Context: an optimization exercise on an open-source flow, tuned for small area and a short achievable clock period. The choices shown serve that exercise and are no tape-out recipe. Only simulation tests tie the RTL to the original design; equivalence was not proved. Not every run is shown, and edits may drop behaviour that the tests do not exercise.

$ cat design.v
`timescale 1us / 1ps
module ARTAU(
    input radar_echo,
    input scan_for_target,
    input [31:0] jet_speed,
    input [31:0] max_safe_distance,
    input RST,
    input CLK,
    output reg radar_pulse_trigger,
    output reg [31:0] distance_to_target,
    output reg threat_detected,
    output reg [1:0] ARTAU_state
);
reg [31:0] distance1;   
reg [31:0] distance2;   
reg [11:0] elapsed_time;   
reg have_prev;          
parameter c0 = 300000000;   
parameter radar_pulse_duration = 300;   
parameter max_listen_time = 2000;   
parameter assess_timeout = 3000;   
wire [40:0] echo_product = c0 * elapsed_time;
wire [40:0] echo_distance = echo_product / 2000;
wire [11:0] elapsed_ms = elapsed_time / 1000;
wire [44:0] predicted_distance = distance2 + jet_speed * elapsed_ms;
always @(posedge CLK or posedge RST) begin
    if (RST) begin
        ARTAU_state <= 2'b00;   
        radar_pulse_trigger <= 0;
        distance_to_target <= 0;
        threat_detected <= 0;
        distance1 <= 0;
        elapsed_time <= 0;
        have_prev <= 0;
    end else begin
        case (ARTAU_state)
            2'b00:   
                if (scan_for_target) begin
                    radar_pulse_trigger <= 1;
                    ARTAU_state <= 2'b01;   
                end
            2'b01:   
                if (elapsed_time < radar_pulse_duration) begin
                    radar_pulse_trigger <= 1;
                    elapsed_time <= elapsed_time + 100;   
                end else begin
                    radar_pulse_trigger <= 0;
                    elapsed_time <= 0;
                    ARTAU_state <= 2'b10;   
                end
            2'b10:   
                if (elapsed_time < max_listen_time) begin
                    if (radar_echo) begin
                        distance1 <= distance2;
                        distance2 <= echo_distance[31:0];
                        elapsed_time <= 0;
                        if (have_prev) begin
                            ARTAU_state <= 2'b11;   
                        end else begin
                            have_prev <= 1;
                            radar_pulse_trigger <= 1;
                            ARTAU_state <= 2'b01;   
                        end
                    end else begin
                        elapsed_time <= elapsed_time + 100;
                    end
                end else begin
                    ARTAU_state <= 2'b00;
                    radar_pulse_trigger <= 0;
                    distance_to_target <= 0;
                    threat_detected <= 0;
                    elapsed_time <= 0;
                    have_prev <= 0;
                end
            2'b11:   
                if (elapsed_time < assess_timeout) begin
                    distance_to_target <= distance2;
                    threat_detected <= (predicted_distance < distance1) && distance2 < max_safe_distance;
                    if (scan_for_target) begin
                        radar_pulse_trigger <= 1;
                        elapsed_time <= 0;
                        ARTAU_state <= 2'b01;   
                    end else begin
                        elapsed_time <= elapsed_time + 100;
                    end
                end else begin
                    ARTAU_state <= 2'b00;
                    radar_pulse_trigger <= 0;
                    distance_to_target <= 0;
                    threat_detected <= 0;
                    elapsed_time <= 0;
                    have_prev <= 0;
                end
        endcase
    end
end
endmodule
module ECSU(
    input CLK,
    input RST,
    input thunderstorm,
    input [5:0] wind,
    input [1:0] visibility,
    input signed [7:0] temperature,
    output reg severe_weather,
    output reg emergency_landing_alert,
    output reg [1:0] ECSU_state
);
    parameter ALL_CLEAR = 2'b00;
    parameter CAUTION = 2'b01;
    parameter HIGH_ALERT = 2'b10;
    parameter EMERGENCY = 2'b11;
    reg [1:0] current_state, next_state;
    always @(posedge CLK or posedge RST) begin
        if (RST) begin
            current_state <= ALL_CLEAR;
        end else begin
            current_state <= next_state;
        end
    end
    always @(*) begin
        severe_weather = (current_state == HIGH_ALERT) || (current_state == EMERGENCY);
        emergency_landing_alert = (current_state == EMERGENCY);
        ECSU_state = current_state;
    end
    always @(*) begin
        next_state = current_state;
        case (current_state)
            ALL_CLEAR: begin
                if (wind >= 11 && wind <= 15)  
                    next_state = CAUTION;
                else if (visibility == 2'b01)  
                    next_state = CAUTION;
                else if (thunderstorm || wind > 15 || temperature > 35 || temperature < -35 || visibility == 2'b11) begin
                    next_state = HIGH_ALERT;
                end
            end
            CAUTION: begin
                if (wind <= 10 && visibility == 2'b00)  
                    next_state = ALL_CLEAR;
                else if (thunderstorm || wind > 15 || temperature > 35 || temperature < -35 || visibility == 2'b11) begin
                    next_state = HIGH_ALERT;
                end
            end
            HIGH_ALERT: begin
                if (temperature < -40 || temperature > 40 || wind > 20) begin
                    next_state = EMERGENCY;
                end else if (!thunderstorm && wind <= 10 && temperature >= -35 && temperature <= 35 && visibility != 2'b11) begin
                    next_state = CAUTION;
                end
            end
            EMERGENCY: begin
            end
        endcase
    end
endmodule
`timescale 1us / 1ps
module ICMS(
    input CLK,
    input RST,
    input radar_echo,
    input scan_for_target,
    input [31:0] jet_speed,
    input [31:0] max_safe_distance,
    input [5:0] wind,
    input thunderstorm,
    input [1:0] visibility,
    input signed [7:0] temperature,
    output radar_pulse_trigger,
    output [31:0] distance_to_target,
    output safe_to_engage,
    output threat_detected,
    output emergency_landing_alert,
    output [1:0] ECSU_state,  
    output [1:0] ARTAU_state
);
   wire severe_weather;
   ARTAU artau_inst (
       .radar_echo(radar_echo),
       .scan_for_target(scan_for_target),
       .jet_speed(jet_speed),
       .max_safe_distance(max_safe_distance),
       .RST(RST),
       .CLK(CLK),
       .radar_pulse_trigger(radar_pulse_trigger),
       .distance_to_target(distance_to_target),
       .threat_detected(threat_detected),
       .ARTAU_state(ARTAU_state)
   );
   ECSU ecsu_inst (
       .CLK(CLK),
       .RST(RST),
       .thunderstorm(thunderstorm),
       .wind(wind),
       .visibility(visibility),
       .temperature(temperature),
       .severe_weather(severe_weather),
       .emergency_landing_alert(emergency_landing_alert),
       .ECSU_state(ECSU_state)
   );
   assign safe_to_engage = (threat_detected) && (!severe_weather);
endmodule
$ cat config.mk
export PLATFORM = sky130hd
export DESIGN_NAME = ICMS
export DESIGN_NICKNAME = ICMS
export VERILOG_FILES = /design/flow/design.v
export SDC_FILE = /design/flow/constraint.sdc
export NUM_CORES = 4
export LEC_CHECK = 0
export CAP_MARGIN = 20
export CORE_MARGIN = 2
export CORE_UTILIZATION = 40
export SLEW_MARGIN = 20
$ cat run.sh
#!/bin/bash
# synth_recipe.tcl (not shown) runs the flow's synth.tcl, then flattens the netlist and writes it again
# the make line also repeats each setting of config.mk as NAME=value (left out here)
make -C /OpenROAD-flow-scripts/flow DESIGN_CONFIG=/design/flow/config.mk WORK_HOME=/design/flow/orfs CLKGATE_MAP_FILE= SYNTH_SCRIPT=/design/flow/synth_recipe.tcl finish
$ cat constraint.sdc
create_clock -name core_clock -period 30.0 [get_ports {CLK}]
set_input_delay 6.0000 -clock core_clock [delete_from_list [all_inputs] [get_ports {CLK}]]
set_output_delay 6.0000 -clock core_clock [all_outputs]
set_load 0.01 [all_outputs]
run_1/class_map.png
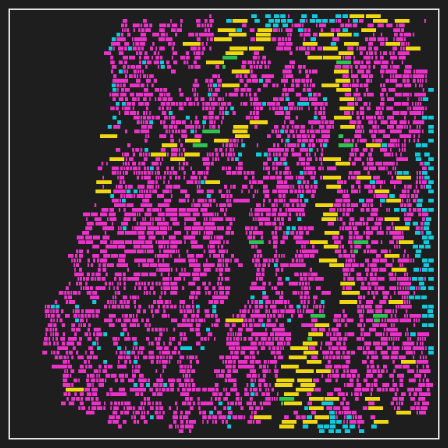
Key: sequential cells = yellow [cells 110, share of their area 11%]; remaining buffers and delay cells = cyan [cells 226, share of their area 7.5%]; remaining logic cells = magenta [cells 2879, share of their area 81%]; clock drivers and dummy loads = green [cells 16, share of their area 1.1%]
fin area: 28090 um2
Seq area share: 10.39%
Core Region: 61370 um2
Std-Cell Rows: 91
Util after Layout: 45.77%

run_1/gates.png
Bar = 100 um.
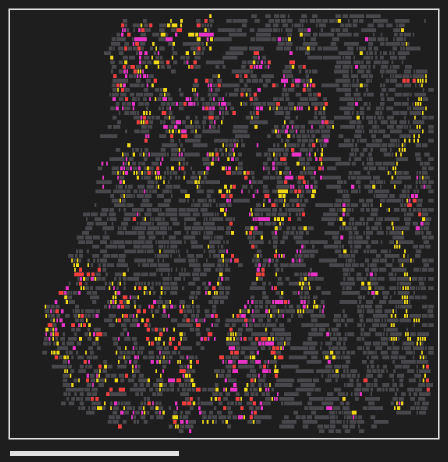
Key: nand cells = yellow [cells 451, where widely spread]; and/or cells = red [cells 189]; nor cells = magenta [cells 314]

==> key figures, run 1 <==
Clocking
  • CTS buffer count: 9
  • CTS sink count: 110
  • Clk root buf: clkbuf_16
  • H-Tree Depth: 3
  • Setup bufs post-CTS: 0

Global routing
  • Met2 usage: 37.43%
  • GR Layer Usage met3: 3.182%
  • First-pass GRT wire length: 117.7 mm
  • Gr ovfl total: 0

Routing
  • Via count: 24.14k
  • WL met2: 34.20 mm
  • Drt pass-1 iters: 6
  • DRC: 0
  • Drt via density: 6.002
  • Metal3 WL: 3.751 mm

Final layout
  • FF+latch count: 110
  • Area Overhead vs Synth: 13.68%
  • Multi-input gate count: 2599
  • Final non-clock buffer share: 7.270%
  • Fin nets: 3701
  • Largest registers: artau_inst.distance1 (31), artau_inst.distance2 (31), artau_inst.distance_to_target (31)

Logic synthesis
  • Main synth FF type: dfrtp_1
  • Commonest cells post-synth: ha_1 (313), nand2_1 (303), inv_1 (272)
  • Synthesized cell area: 24710 um2
  • Register area share after synthesis: 11.77%
  • Synth top area cells: ha_1 (16%), dfrtp_1 (8.0%), fa_1 (6.2%)
  • Cell count after synthesis: 3088
  • Post-synthesis simple-gate area fraction: 19.75%
  • Largest family of logic cells by synthesized area: compound AO/OA/AOI/OAI gates
  • #FFs+latches synth: 110
  • Compound-Gate Fraction of Synth Area: 29.83%

Timing
  • Worst Tran Pin Value: 1.074 ns
  • Hold slack: 0.4901 ns
  • Fin. max-slew vios: 0
  • Achievable frequency: 35.17 MHz
  • Tmin final: 28.44 ns
  • Setup TNS: 0 ns
  • Crit share post-route: 94.79%
  • Fin. Hold Viols: 0
  • Final setup violation count: 0
  • Final Skew: 0.01605 ns

Hold path
  • Worst min-delay path class: reg -> reg
  • Hold path cells: 2
  • HP Start: artau_inst.distance1[1]$_DFFE_PP0P_
  • Hold Crit Endpoint: artau_inst.distance1[1]$_DFFE_PP0P_

Die
  • Tap cells: 790
  • Top Ports: 125

Run
  • MaxCap Viol Count: 0

Critical path
  • Critical path startpoint category: register
  • Crit path max-delay family: compound AO/OA/AOI/OAI gates
  • R2r endpoint: artau_inst.distance2[1]$_DFFE_PP_
  • Slowest cell on the critical path: or4_4
  • CP bufs+invs: 13
  • Setup CP Type: reg -> reg

Run status
  • Status: complete, no violations
run_1/chip.png
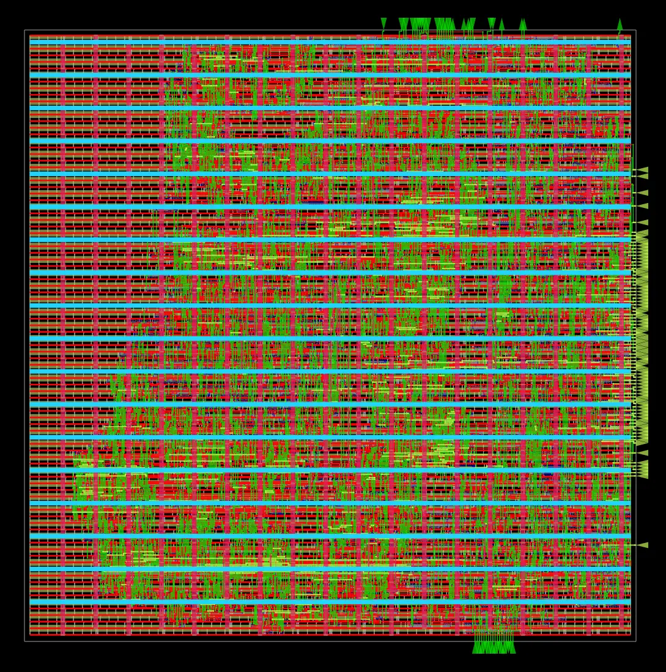
Post-Route WL: 73.15 mm
Die X: 252.5 um
die area: 63780 um2
Final Non-Filler Cells: 4021

run_1/pinout.png
Pins as bars across the die edge, other pins in grey.
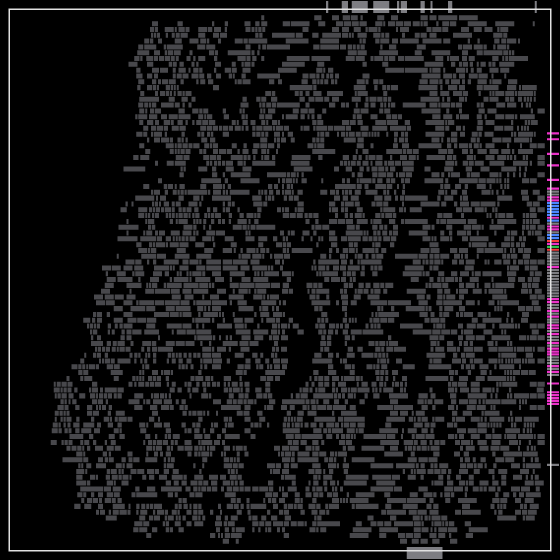

--- run 2 (diff from run 1) ---
--- a/design.v
+++ b/design.v
@@ -6,92 +6,89 @@
     input [31:0] max_safe_distance,
     input RST,
     input CLK,
-    output reg radar_pulse_trigger,
-    output reg [31:0] distance_to_target,
+    output radar_pulse_trigger,
+    output [31:0] distance_to_target,
     output reg threat_detected,
     output reg [1:0] ARTAU_state
 );
-reg [31:0] distance1;   
-reg [31:0] distance2;   
-reg [11:0] elapsed_time;   
-reg have_prev;          
-parameter c0 = 300000000;   
-parameter radar_pulse_duration = 300;   
-parameter max_listen_time = 2000;   
-parameter assess_timeout = 3000;   
-wire [40:0] echo_product = c0 * elapsed_time;
-wire [40:0] echo_distance = echo_product / 2000;
-wire [11:0] elapsed_ms = elapsed_time / 1000;
-wire [44:0] predicted_distance = distance2 + jet_speed * elapsed_ms;
+reg [4:0] k;          
+reg [4:0] k1;         
+reg [4:0] k2;         
+reg [4:0] kd;         
+reg have_prev;
+assign radar_pulse_trigger = (ARTAU_state == 2'b01);
+assign distance_to_target = kd * 32'd15000000;
+wire [5:0] dk = {1'b0, k1} - {1'b0, k2};
+wire closing = ~dk[5] & (dk[4:0] != 0);
+wire [31:0] lim1 = dk[4:0] * 32'd15000000;
+wire [31:0] lim2 = dk[4:0] * 32'd7500000;
+wire ahead = (k < 5'd10) ? 1'b1 :
+             (k < 5'd20) ? (jet_speed < lim1) : (jet_speed < lim2);
+wire [31:0] d2 = k2 * 32'd15000000;
+wire threat_next = closing & ahead & (d2 < max_safe_distance);
 always @(posedge CLK or posedge RST) begin
     if (RST) begin
-        ARTAU_state <= 2'b00;   
-        radar_pulse_trigger <= 0;
-        distance_to_target <= 0;
+        ARTAU_state <= 2'b00;
         threat_detected <= 0;
-        distance1 <= 0;
-        elapsed_time <= 0;
+        kd <= 0;
+        k <= 0;
         have_prev <= 0;
     end else begin
         case (ARTAU_state)
-            2'b00:   
-                if (scan_for_target) begin
-                    radar_pulse_trigger <= 1;
-                    ARTAU_state <= 2'b01;   
+            2'b00:
+                if (scan_for_target)
+                    ARTAU_state <= 2'b01;
+            2'b01:
+                if (k < 5'd3) begin
+                    k <= k + 1'b1;
+                end else begin
+                    k <= 0;
+                    ARTAU_state <= 2'b10;
                 end
-            2'b01:   
-                if (elapsed_time < radar_pulse_duration) begin
-                    radar_pulse_trigger <= 1;
-                    elapsed_time <= elapsed_time + 100;   
-                end else begin
-                    radar_pulse_trigger <= 0;
-                    elapsed_time <= 0;
-                    ARTAU_state <= 2'b10;   
-                end
-            2'b10:   
-                if (elapsed_time < max_listen_time) begin
+            2'b10:
+                if (k < 5'd20) begin
                     if (radar_echo) begin
-                        distance1 <= distance2;
-                        distance2 <= echo_distance[31:0];
-                        elapsed_time <= 0;
+                        k <= 0;
                         if (have_prev) begin
-                            ARTAU_state <= 2'b11;   
+                            ARTAU_state <= 2'b11;
                         end else begin
                             have_prev <= 1;
-                            radar_pulse_trigger <= 1;
-                            ARTAU_state <= 2'b01;   
+                            ARTAU_state <= 2'b01;
                         end
                     end else begin
-                        elapsed_time <= elapsed_time + 100;
+                        k <= k + 1'b1;
                     end
                 end else begin
                     ARTAU_state <= 2'b00;
-                    radar_pulse_trigger <= 0;
-                    distance_to_target <= 0;
+                    kd <= 0;
                     threat_detected <= 0;
-                    elapsed_time <= 0;
+                    k <= 0;
                     have_prev <= 0;
                 end
-            2'b11:   
-                if (elapsed_time < assess_timeout) begin
-                    distance_to_target <= distance2;
-                    threat_detected <= (predicted_distance < distance1) && distance2 < max_safe_distance;
+            2'b11:
+                if (k < 5'd30) begin
+                    kd <= k2;
+                    threat_detected <= threat_next;
                     if (scan_for_target) begin
-                        radar_pulse_trigger <= 1;
-                        elapsed_time <= 0;
-                        ARTAU_state <= 2'b01;   
+                        k <= 0;
+                        ARTAU_state <= 2'b01;
                     end else begin
-                        elapsed_time <= elapsed_time + 100;
+                        k <= k + 1'b1;
                     end
                 end else begin
                     ARTAU_state <= 2'b00;
-                    radar_pulse_trigger <= 0;
-                    distance_to_target <= 0;
+                    kd <= 0;
                     threat_detected <= 0;
-                    elapsed_time <= 0;
+                    k <= 0;
                     have_prev <= 0;
                 end
         endcase
+    end
+end
+always @(posedge CLK) begin
+    if (ARTAU_state == 2'b10 && k < 5'd20 && radar_echo) begin
+        k1 <= k2;
+        k2 <= k;
     end
 end
 endmodule
run_2/pinout.png
Pins as bars across the die edge, other pins in grey.
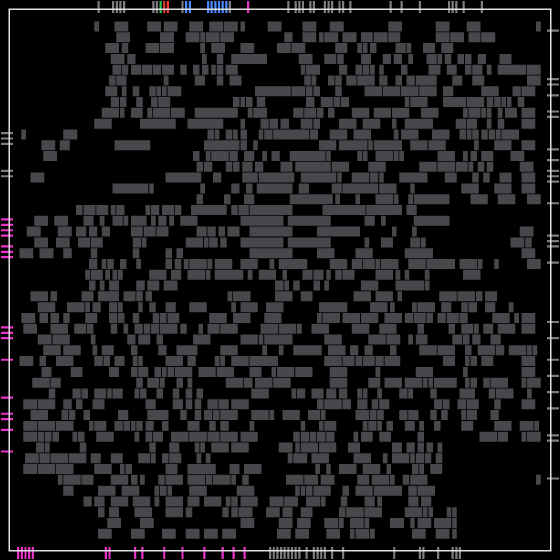
Key: `jet_speed` = magenta [pins 32, direction input, edge 16 left, 15 bottom, 1 top]; `temperature` = blue [pins 8, direction input, edge top]; `thunderstorm` = green [pins 1, direction input, edge top]; `visibility` = red [pins 2, direction input, edge top]

==> run 2 against run 1 <==
  * Still clean
  * Maximum frequency grew to 2.6 times the previous value
  * Synthesized cell count is 72% lower
  * Wire length is 77% lower
  * Sequential cell count is 84 lower
  * Setup slack better by 18 ns
  * Cell area is 70% lower
  * Utilization is 2.9 points higher
==> key figures, run 2 <==
Clocking
  • Setup bufs post-CTS: 0 (unchanged)
  • Clk root buf: clkbuf_16

Timing
  • Fin. Hold Viols: 0 (unchanged)
  • Achievable frequency: 91.57 MHz (+160%)
  • Tmin final: 10.92 ns (-17.52 ns)

Logic synthesis
  • Cell count after synthesis: 867 (-72%)
  • Post-synthesis simple-gate area fraction: 16.91% (-2.8 points)
  • Main synth FF type: dfrtp_1
  • Largest family of logic cells by synthesized area: adder cells

Routing
  • Via count: 6381 (-74%)
  • Drt via density: 5.358 (-11%)

Run
  • MaxCap Viol Count: 0 (unchanged)

Critical path
  • Critical path startpoint category: register
  • CP bufs+invs: 1 (-12)

Final layout
  • Fin area: 8363 um2 (-70%)
  • Multi-input gate count: 733 (-72%)
  • Seq area share: 8.378% (-2.0 points)

Die
  • Top Ports: 125 (unchanged)
  • Tap cells: 225 (-72%)
  • Die X: 136.1 um (-46%)

Hold path
  • Worst min-delay path class: reg -> reg
  • HP Start: artau_inst.have_prev$_DFFE_PP0P_
  • Hold path cells: 1 (-1)

Run status
  • Status: complete, no violations

Global routing
  • First-pass GRT wire length: 27.95 mm (-76%)
run_2/chip.png
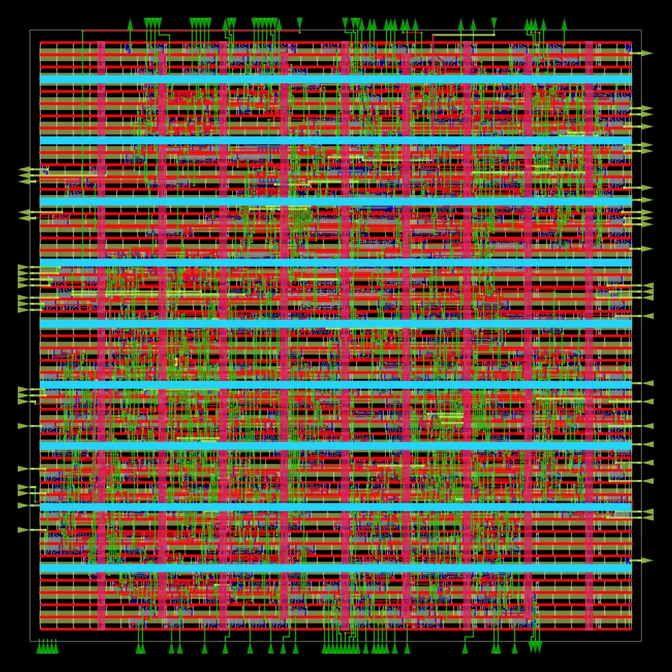
Final Non-Filler Cells: 1191
Std-Cell Rows: 48

run_2/class_map.png
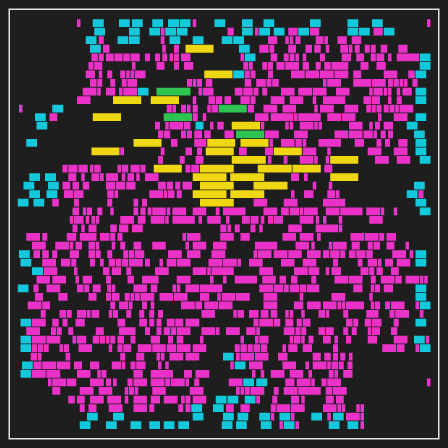

--- run 3 (diff from run 2) ---
--- a/design.v
+++ b/design.v
@@ -16,16 +16,54 @@
 reg [4:0] k2;         
 reg [4:0] kd;         
 reg have_prev;
+function [31:0] half_mm;
+    input [5:0] n;
+    integer i;
+    begin
+        half_mm = 32'd0;
+        for (i = 1; i <= 38; i = i + 1)
+            half_mm = half_mm | ({32{n == i}} & (32'd7500000 * i));
+    end
+endfunction
+function less;
+    input [31:0] a;
+    input [31:0] b;
+    integer i;
+    begin
+        less = 1'b0;
+        for (i = 0; i < 32; i = i + 1)
+            less = (~a[i] & b[i]) | (~a[i] & less) | (b[i] & less);
+    end
+endfunction
+function [4:0] inc;
+    input [4:0] a;
+    inc = a ^ {&a[3:0], &a[2:0], &a[1:0], a[0], 1'b1};
+endfunction
+function [5:0] sub;
+    input [5:0] a;
+    input [5:0] b;
+    integer i;
+    reg c;
+    begin
+        c = 1'b0;
+        for (i = 0; i < 6; i = i + 1) begin
+            sub[i] = a[i] ^ b[i] ^ c;
+            c = (~a[i] & (b[i] | c)) | (b[i] & c);
+        end
+    end
+endfunction
 assign radar_pulse_trigger = (ARTAU_state == 2'b01);
-assign distance_to_target = kd * 32'd15000000;
-wire [5:0] dk = {1'b0, k1} - {1'b0, k2};
+assign distance_to_target = half_mm({kd, 1'b0});
+wire [5:0] dk = sub({1'b0, k1}, {1'b0, k2});
 wire closing = ~dk[5] & (dk[4:0] != 0);
-wire [31:0] lim1 = dk[4:0] * 32'd15000000;
-wire [31:0] lim2 = dk[4:0] * 32'd7500000;
-wire ahead = (k < 5'd10) ? 1'b1 :
-             (k < 5'd20) ? (jet_speed < lim1) : (jet_speed < lim2);
-wire [31:0] d2 = k2 * 32'd15000000;
-wire threat_next = closing & ahead & (d2 < max_safe_distance);
+wire lt3 = ~|k[4:2] & ~&k[1:0];
+wire lt10 = ~k[4] & ~(k[3] & (k[2] | k[1]));
+wire lt20 = ~k[4] | ~(k[3] | k[2]);
+wire lt30 = ~&k[4:1];
+wire m2 = ~lt20;
+wire [31:0] lim = half_mm(m2 ? {1'b0, dk[4:0]} : {dk[4:0], 1'b0});
+wire ahead = lt10 | less(jet_speed, lim);
+wire threat_next = closing & ahead & less(half_mm({k2, 1'b0}), max_safe_distance);
 always @(posedge CLK or posedge RST) begin
     if (RST) begin
         ARTAU_state <= 2'b00;
@@ -39,14 +77,14 @@
                 if (scan_for_target)
                     ARTAU_state <= 2'b01;
             2'b01:
-                if (k < 5'd3) begin
-                    k <= k + 1'b1;
+                if (lt3) begin
+                    k <= inc(k);
                 end else begin
                     k <= 0;
                     ARTAU_state <= 2'b10;
                 end
             2'b10:
-                if (k < 5'd20) begin
+                if (lt20) begin
                     if (radar_echo) begin
                         k <= 0;
                         if (have_prev) begin
@@ -56,7 +94,7 @@
                             ARTAU_state <= 2'b01;
                         end
                     end else begin
-                        k <= k + 1'b1;
+                        k <= inc(k);
                     end
                 end else begin
                     ARTAU_state <= 2'b00;
@@ -66,14 +104,14 @@
                     have_prev <= 0;
                 end
             2'b11:
-                if (k < 5'd30) begin
+                if (lt30) begin
                     kd <= k2;
                     threat_detected <= threat_next;
                     if (scan_for_target) begin
                         k <= 0;
                         ARTAU_state <= 2'b01;
                     end else begin
-                        k <= k + 1'b1;
+                        k <= inc(k);
                     end
                 end else begin
                     ARTAU_state <= 2'b00;
@@ -86,7 +124,7 @@
     end
 end
 always @(posedge CLK) begin
-    if (ARTAU_state == 2'b10 && k < 5'd20 && radar_echo) begin
+    if (ARTAU_state == 2'b10 && lt20 && radar_echo) begin
         k1 <= k2;
         k2 <= k;
     end
run_3/class_map.png
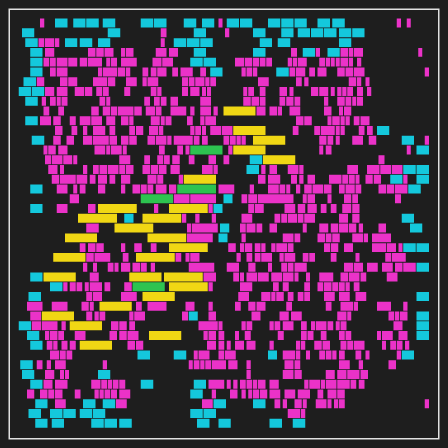
Std-Cell Rows: 42
Util after Layout: 48.80%
Core Region: 13090 um2
Seq area share: 10.97%

run_3/gates.png
Bar = 20 um.
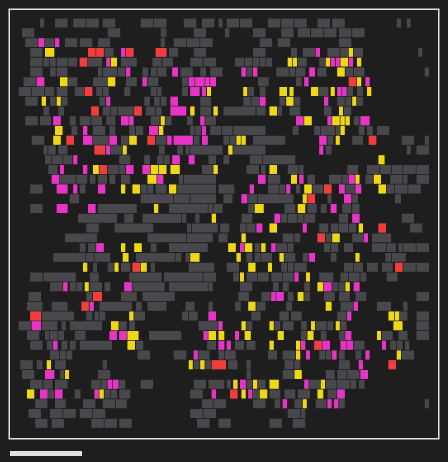
Key: and/or cells = red [cells 27, where widely spread]; nor cells = magenta [cells 127, where widely spread]; nand cells = yellow [cells 126]

==> run 3 against run 2 <==
  * Still clean
  * Non-clock buffer count grew 6
  * Register-to-register slack improved by 1.4 ns
  * Cell area decreased by 24%
  * Synthesized cell count is 9.7% lower
  * Sequential share of layout area increased by 2.6 points
  * Maximum frequency increased by 28%
==> key figures, run 3 <==
Critical path
  • Crit path to: distance_to_target[18]
  • CP bufs+invs: 1 (unchanged)
  • Critical path startpoint category: register

Timing
  • Tmin final: 8.528 ns (-2.393 ns)
  • Achievable frequency: 117.3 MHz (+28%)
  • Fin. Hold Viols: 0 (unchanged)

Hold path
  • Worst min-delay path class: reg -> reg
  • HP Start: artau_inst.k[0]$_DFFE_PP0P_

Die
  • Top Ports: 125 (unchanged)
  • Tap cells: 176 (-22%)
  • Die X: 119.2 um (-12%)

Final layout
  • Most frequent cells in the layout: clkdlybuf4s50_1 (110), a21oi_1 (81), nand2_1 (68), o21ai_0 (67), nor2_1 (64)
  • Final Non-Filler Cells: 1008 (-15%)
  • Fin area: 6386 um2 (-24%)
  • Fraction of area in multi-input gates: 63.75%
  • Multi-input gate count: 649 (-11%)

Clocking
  • Setup bufs post-CTS: 0 (unchanged)
  • Clk root buf: clkbuf_16

Run
  • MaxCap Viol Count: 0 (unchanged)

Logic synthesis
  • Main synth FF type: dfrtp_1
  • Largest family of logic cells by synthesized area: compound AO/OA/AOI/OAI gates

Routing
  • Via count: 6216 (-2.6%)
  • Drt via density: 6.167 (+15%)

Run status
  • Status: complete, no violations

Global routing
  • First-pass GRT wire length: 28.32 mm (+1.3%)
run_3/pinout.png
Pins as bars across the die edge, other pins in grey.
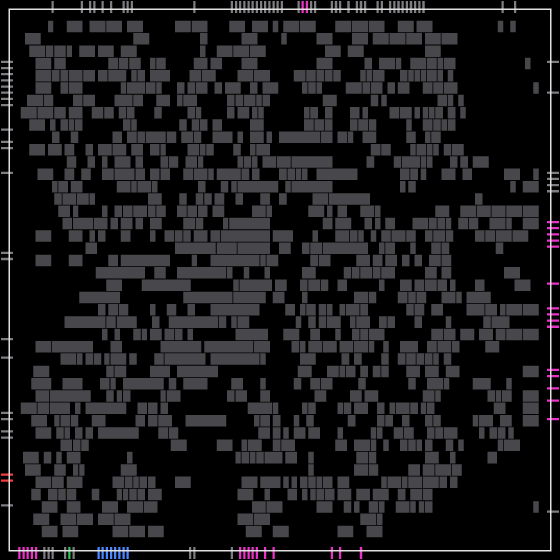

--- run 4 (diff from run 3) ---
--- a/config.mk
+++ b/config.mk
@@ -5,6 +5,7 @@
 export SDC_FILE = /design/flow/constraint.sdc
 export NUM_CORES = 4
 export LEC_CHECK = 0
+export ABC_AREA = 1
 export CAP_MARGIN = 20
 export CORE_MARGIN = 2
 export CORE_UTILIZATION = 40
run_4/pinout.png
Pins as bars across the die edge, other pins in grey.
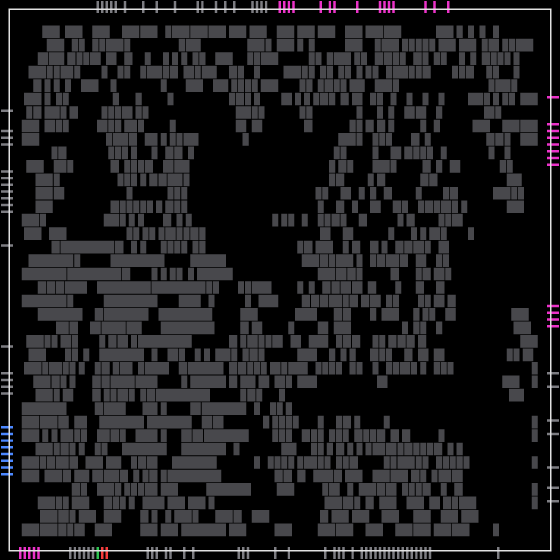
Key: `visibility` = red [pins 2, direction input, edge bottom]; `jet_speed` = magenta [pins 32, direction input, edge 15 top, 12 right, 5 bottom]; `temperature` = blue [pins 8, direction input, edge left]; `thunderstorm` = green [pins 1, direction input, edge bottom]
All pins by edge: 48 bottom, 33 top, 25 left, 19 right.
Die Ht: 109.1 um
Buffers on Ports: 110

run_4/chip.png
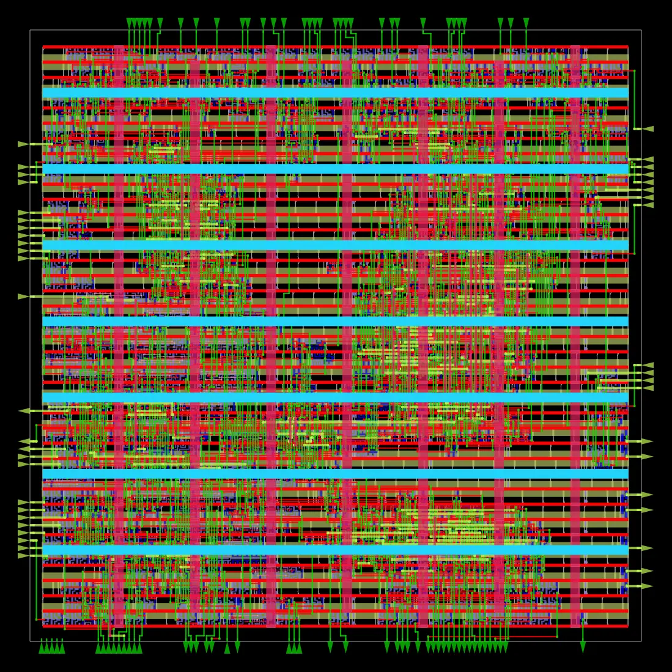
Die X: 109.1 um
fin area: 5654 um2
Util after Layout: 52.39%

==> run 4 against run 3 <==
  * Worst hold slack got worse by 0.064 ns
  * Cell count rose by 2.2%
  * Clock-buffer cell count did not move
  * Non-clock buffer count fell by 7
  * Clock skew barely moved
  * Via count fell by 8.3%
  * Utilization rose by 3.6 points
  * Highest routed layer unchanged
==> key figures, run 4 <==
Run status
  • Status: complete, no violations

Final layout
  • Dominant kind of cell: multi-input combinational cells
  • Register cell area after layout: 700.7 um2
  • Seq area share: 12.39% (+1.4 points)
  • Most frequent cells in the layout: nand2_1 (181), inv_1 (135), nor2_1 (123), clkdlybuf4s50_1 (110), nand3_1 (61)
  • Final Non-Filler Cells: 1030 (+2.2%)
  • Fraction of area in multi-input gates: 53.55% (-10 points)
  • Antenna Cells: 0
  • Non-Clock Buffer Count: 110
  • Multi-input gate count: 596 (-8.2%)

Critical path
  • Worst Path Max Fanout: 2
  • CP bufs+invs: 1 (unchanged)
  • R2r endpoint: artau_inst.threat_detected$_DFFE_PP0P_
  • Critical path startpoint category: input pin
  • WP data required: 30.16 ns
  • Crit path to: artau_inst.threat_detected$_DFFE_PP0P_

Timing
  • Fin. Hold Viols: 0 (unchanged)
  • RSZ-0062 raised after global routing: false
  • Achievable frequency: 118.1 MHz (+0.72%)
  • Tmin final: 8.467 ns (-0.06110 ns)

Global routing
  • Vias in the first global route: 5254
  • First-pass GRT wire length: 23.98 mm (-15%)

Routing
  • Drt via density: 5.534 (-10%)
  • Metal3 WL: 908 um
  • Wire per inst: 14.51 um
  • Metal1 wirelength: 6.127 mm
  • Via count: 5700 (-8.3%)

Place
  • Place WS: 21.19 ns

Die
  • Core Region: 10790 um2 (-18%)
  • Std-Cell Rows: 38 (-9.5%)
  • Top Ports: 125 (unchanged)
  • Tap cells: 140 (-20%)

Logic synthesis
  • Main synth FF type: dfrtp_1
  • Largest family of logic cells by synthesized area: simple AND/OR/NAND/NOR gates
  • Cell count after synthesis: 785
  • #FFs+latches synth: 26

Clocking
  • Clk root buf: clkbuf_8
  • Setup bufs post-CTS: 0 (unchanged)

Hold path
  • HP Start: artau_inst.k[1]$_DFFE_PP0P_
  • Worst min-delay path class: reg -> reg
  • Hold path cells: 0

Run
  • MaxCap Viol Count: 0 (unchanged)
run_4/gates.png
Bar = 20 um.
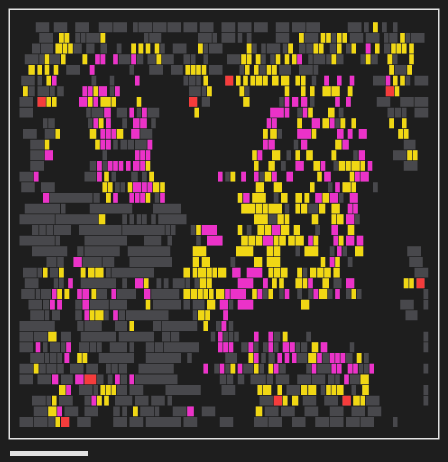

--- run 5 (diff from run 4) ---
==> flow/run.sh (new file) <==
#!/bin/bash
# The standard layout, with plain buf_1 cells as the port buffers instead of the
# default delay buffers.
set -euo pipefail
export BUFFER_PORTS_ARGS="-buffer_cell sky130_fd_sc_hd__buf_1"
bash standard.sh finish > standard.log 2>&1
==> standard.sh (new file) <==
#!/bin/bash
# synth_recipe.tcl (not shown) runs the flow's synth.tcl, then flattens the netlist and writes it again
# the make line also repeats each setting of config.mk as NAME=value (left out here)
make -C /OpenROAD-flow-scripts/flow DESIGN_CONFIG=/design/flow/config.mk WORK_HOME=/design/flow/orfs CLKGATE_MAP_FILE= SYNTH_SCRIPT=/design/flow/synth_recipe.tcl "${@:-finish}"
removed: run.sh
run_5/gates.png
Bar = 20 um.
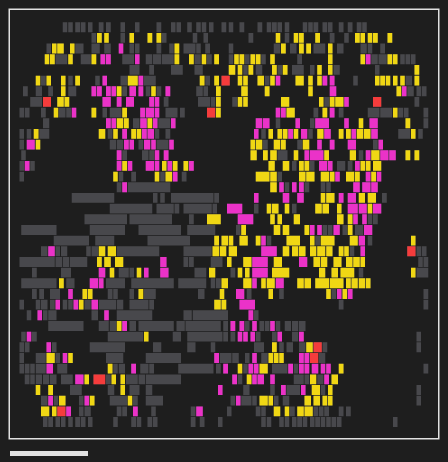
fraction of area in multi-input gates: 61.30%
Final Non-Filler Cells: 1030

==> run 5 against run 4 <==
  * Cell area is 13% lower
  * Maximum frequency increased by 4.5%
  * Highest routed layer unchanged
  * Critical path type unchanged
  * Still clean
  * Critical path depth is the same
==> key figures, run 5 <==
Die
  • Tap cells: 140 (unchanged)
  • Die Ht: 109.1 um (unchanged)
  • Std-Cell Rows: 38 (unchanged)
  • Top Ports: 125 (unchanged)
  • Die X: 109.1 um (unchanged)

Global routing
  • Vias in the first global route: 4707 (-10%)
  • First-pass GRT wire length: 21.18 mm (-12%)

Final layout
  • Register cell area after layout: 700.7 um2 (unchanged)
  • Util after Layout: 45.77% (-6.6 points)
  • Multi-input gate count: 596 (unchanged)
  • Dominant kind of cell: multi-input combinational cells
  • Most frequent cells in the layout: nand2_1 (181), inv_1 (135), nor2_1 (123), buf_1 (110), nand3_1 (61)
  • Seq area share: 14.18% (+1.8 points)
  • Antenna Cells: 0 (unchanged)

Routing
  • Metal3 WL: 885 um (-2.5%)
  • Drt via density: 5.326 (-3.8%)
  • Detailed Route Iter0 Violations: 320

Critical path
  • Crit path to: artau_inst.threat_detected$_DFFE_PP0P_
  • Worst Path Max Fanout: 2 (unchanged)
  • R2r endpoint: artau_inst.threat_detected$_DFFE_PP0P_
  • CP bufs+invs: 1 (unchanged)
  • WP data required: 30.16 ns (about the same)
  • Critical path startpoint category: input pin

Timing
  • Achievable frequency: 123.5 MHz (+4.5%)
  • RSZ-0062 raised after global routing: false
  • Fin. Hold Viols: 0 (unchanged)

Hold path
  • HP Start: artau_inst.k[1]$_DFFE_PP0P_
  • Hold path cells: 0 (unchanged)
  • Worst min-delay path class: reg -> reg

Run status
  • Status: complete, no violations

Place
  • Place WS: 21.54 ns (+0.3536 ns)

Logic synthesis
  • Cell count after synthesis: 785 (unchanged)
  • Largest family of logic cells by synthesized area: simple AND/OR/NAND/NOR gates

Run
  • MaxCap Viol Count: 0 (unchanged)

Clocking
  • Setup bufs post-CTS: 0 (unchanged)
run_5/chip.png
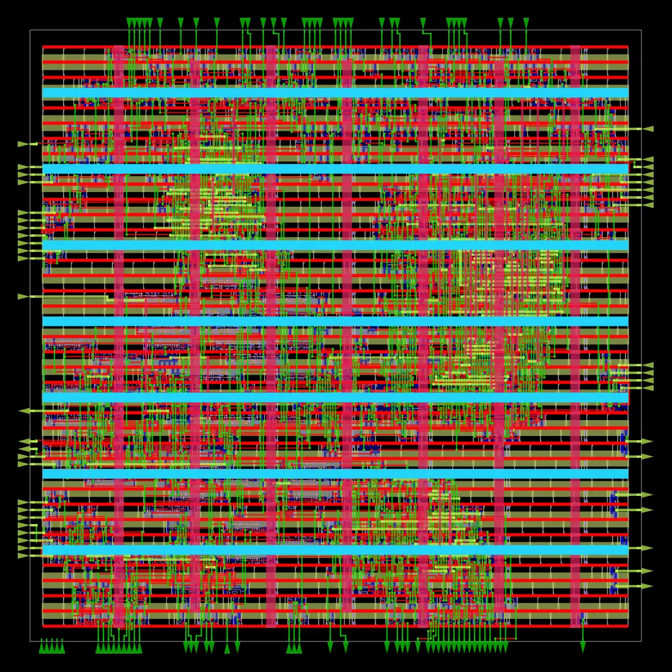
die area: 11910 um2
fin area: 4940 um2

run_5/pinout.png
Pins as bars across the die edge, other pins in grey.
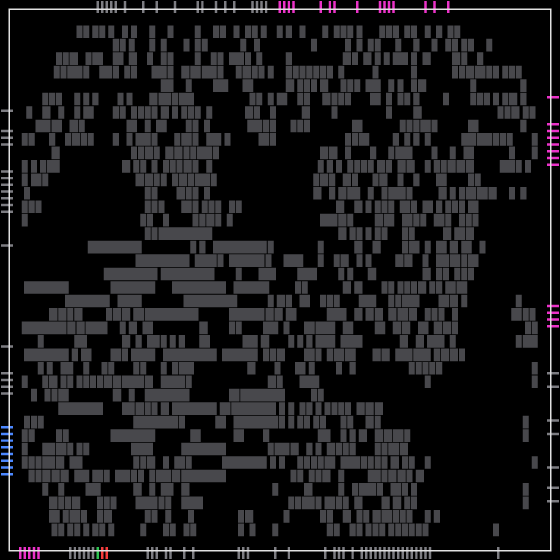

--- run 6 (diff from run 5) ---
--- a/design.v
+++ b/design.v
@@ -28,11 +28,17 @@
 function less;
     input [31:0] a;
     input [31:0] b;
-    integer i;
+    integer i, w;
+    reg [31:0] g, p;
     begin
-        less = 1'b0;
-        for (i = 0; i < 32; i = i + 1)
-            less = (~a[i] & b[i]) | (~a[i] & less) | (b[i] & less);
+        g = ~a & b;
+        p = ~a | b;
+        for (w = 1; w < 32; w = w * 2)
+            for (i = 0; i < 32; i = i + 2 * w) begin
+                g[i] = g[i + w] | (p[i + w] & g[i]);
+                p[i] = p[i + w] & p[i];
+            end
+        less = g[0];
     end
 endfunction
 function [4:0] inc;
run_6/pinout.png
Pins as bars across the die edge, other pins in grey.
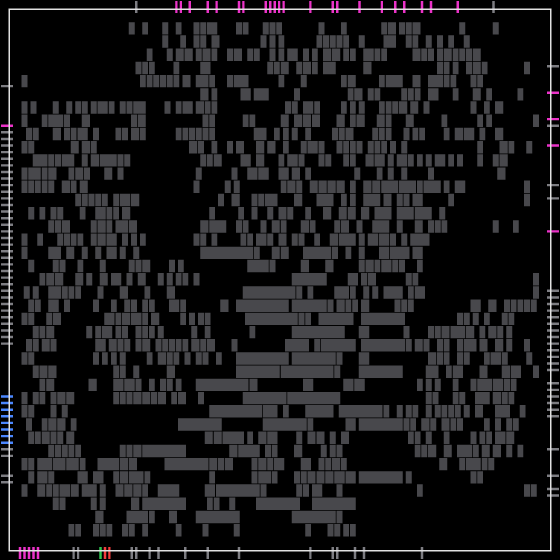
Die X: 111.2 um
Die Ht: 111.2 um

run_6/chip.png
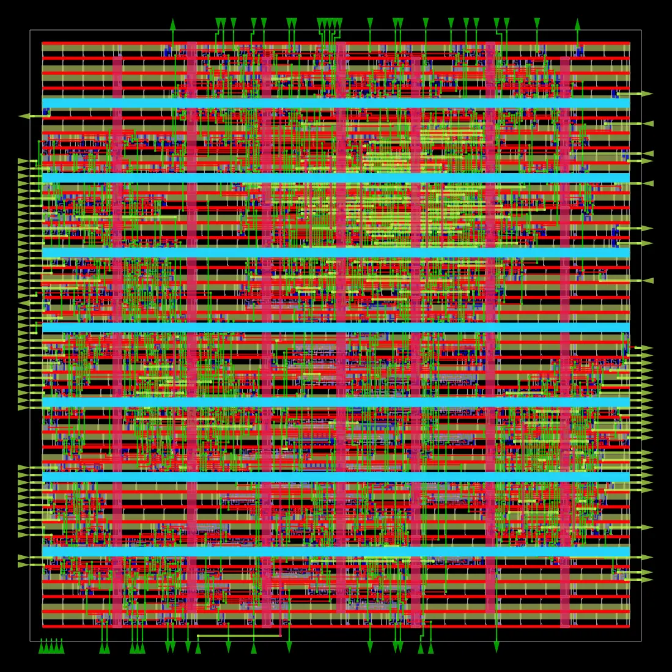
Top Ports: 125
Final Non-Filler Cells: 1090
die area: 12370 um2
fin area: 5186 um2
Util after Layout: 45.81%

==> run 6 against run 5 <==
  * Register-to-register slack improved by 0.52 ns
  * Non-clock buffer count unchanged
  * First-iteration DRC count increased by 53%
  * Worst hold slack improved by 0.021 ns
  * Clock-buffer cell count increased by 1
  * Cell count increased by 5.8%
  * Wire length increased by 8.8%
  * Synthesized cell count increased by 7.3%
  * Setup slack improved by 0.042 ns
  * Utilization about the same
  * Critical endpoint is now distance_to_target[8]
==> key figures, run 6 <==
Clocking
  • Clk latency of the worst-skew pair: 0.26 ns
  • Setup bufs post-CTS: 0 (unchanged)
  • H-Tree Depth: 1

Timing
  • Fin. max-slew vios: 0
  • Worst Tran Pin Value: 0.8274 ns
  • Fin. Hold Viols: 0 (unchanged)
  • Setup ws final: 21.94 ns
  • RSZ-0062 raised after global routing: false
  • Max-slew headroom at the worst pin: 44.63%
  • Achievable frequency: 124.1 MHz (+0.52%)
  • Final setup violation count: 0

Global routing
  • First-pass GRT wire length: 23.85 mm (+13%)
  • Vias in the first global route: 5118 (+8.7%)

Critical path
  • Critical path startpoint category: register
  • Worst path most repeated cell: nor2_1
  • Crit path to: distance_to_target[8]
  • Worst Path Max Fanout: 8 (+6)
  • WP data required: 24.00 ns (-6.16 ns)
  • CP bufs+invs: 3 (+2)
  • R2r endpoint: artau_inst.threat_detected$_DFFE_PP0P_
  • CP endpoint kind: primary output

Die
  • Tap cells: 143 (+2.1%)
  • Starting Density: 40.62%
  • Core Region: 11320 um2
  • Std-Cell Rows: 39 (+2.6%)

Final layout
  • Area Overhead vs Synth: 12.79%
  • Fill cells: 1311
  • Seq area share: 13.51% (-0.67 points)
  • Non-Clock Buffer Count: 110
  • Multi-input gate count: 667 (+12%)
  • FF+latch count: 26
  • Dominant kind of cell: multi-input combinational cells
  • Register cell area after layout: 700.7 um2 (unchanged)
  • Fraction of area in multi-input gates: 63.23% (+1.9 points)
  • Leading cell type in the layout, fill and taps excluded: nand2_1
  • Antenna Cells: 0 (unchanged)
  • Most frequent cells in the layout: nand2_1 (192), nor2_1 (161), inv_1 (134), buf_1 (110), nand3_1 (90)
  • Area occupied by multi-input gates: 3279 um2

Routing
  • Metal3 WL: 1.264 mm (+43%)
  • Drt via density: 5.318 (-0.15%)
  • Detailed Route Iter0 Violations: 490 (+53%)
  • Drt pass-1 iters: 7
  • Post-Route WL: 14.24 mm
  • Via count: 5797

Place
  • Place WS: 22.27 ns (+0.7294 ns)

Logic synthesis
  • Cell count after synthesis: 842 (+7.3%)
  • #FFs+latches synth: 26
  • Post-synthesis simple-gate area fraction: 52.87%
  • Largest family of logic cells by synthesized area: simple AND/OR/NAND/NOR gates

Hold path
  • HP Start: artau_inst.k[0]$_DFFE_PP0P_
  • Worst min-delay path class: reg -> reg
  • Hold path cells: 0 (unchanged)

Run
  • MaxCap Viol Count: 0 (unchanged)

Run status
  • Status: complete, no violations

## static timing again, ports no longer ideal
No port has a modelled driver above. Below, the same layouts with a new extraction and two added sets of constraints.
Step 1 assumes that a clkbuf_16 drives the clock port and a buf_2 every other input.
Step 2 moves the port delays by t, midway between the first and last clock arrival at a register: inputs arrive t later, outputs are due t later. That takes back most of the time a late clock gives input paths.
Three values: no drivers, after step 1, after step 2; two values: the first two.
| run | shift t [ns] | slack for setup (ns) | latest minus earliest clock arrival (ns) | worst register clock-pin slew, ns |
|---|---|---|---|---|
| run 1 | 0.462 | 1.563 / 1.563 / 1.563 | 0.018 / 0.019 | 0.10 / 0.10 |
| run 2 | 0.289 | 19.079 / 19.046 / 19.336 | 0.003 / 0.003 | 0.07 / 0.07 |
| run 3 | 0.297 | 21.472 / 21.441 / 21.509 | 0.003 / 0.003 | 0.07 / 0.07 |
| run 4 | 0.289 | 21.533 / 21.518 / 21.242 | 0.004 / 0.003 | 0.09 / 0.09 |
| run 5 | 0.287 | 21.900 / 21.903 / 21.616 | 0.002 / 0.002 | 0.08 / 0.08 |
| run 6 | 0.284 | 21.942 / 21.913 / 22.197 | 0.006 / 0.006 | 0.07 / 0.07 |
After both steps every run listed still meets setup and hold. For run 4, which loses most, drivers alone change the setup slack by -0.015 ns; drivers and shift together by -0.291 ns.
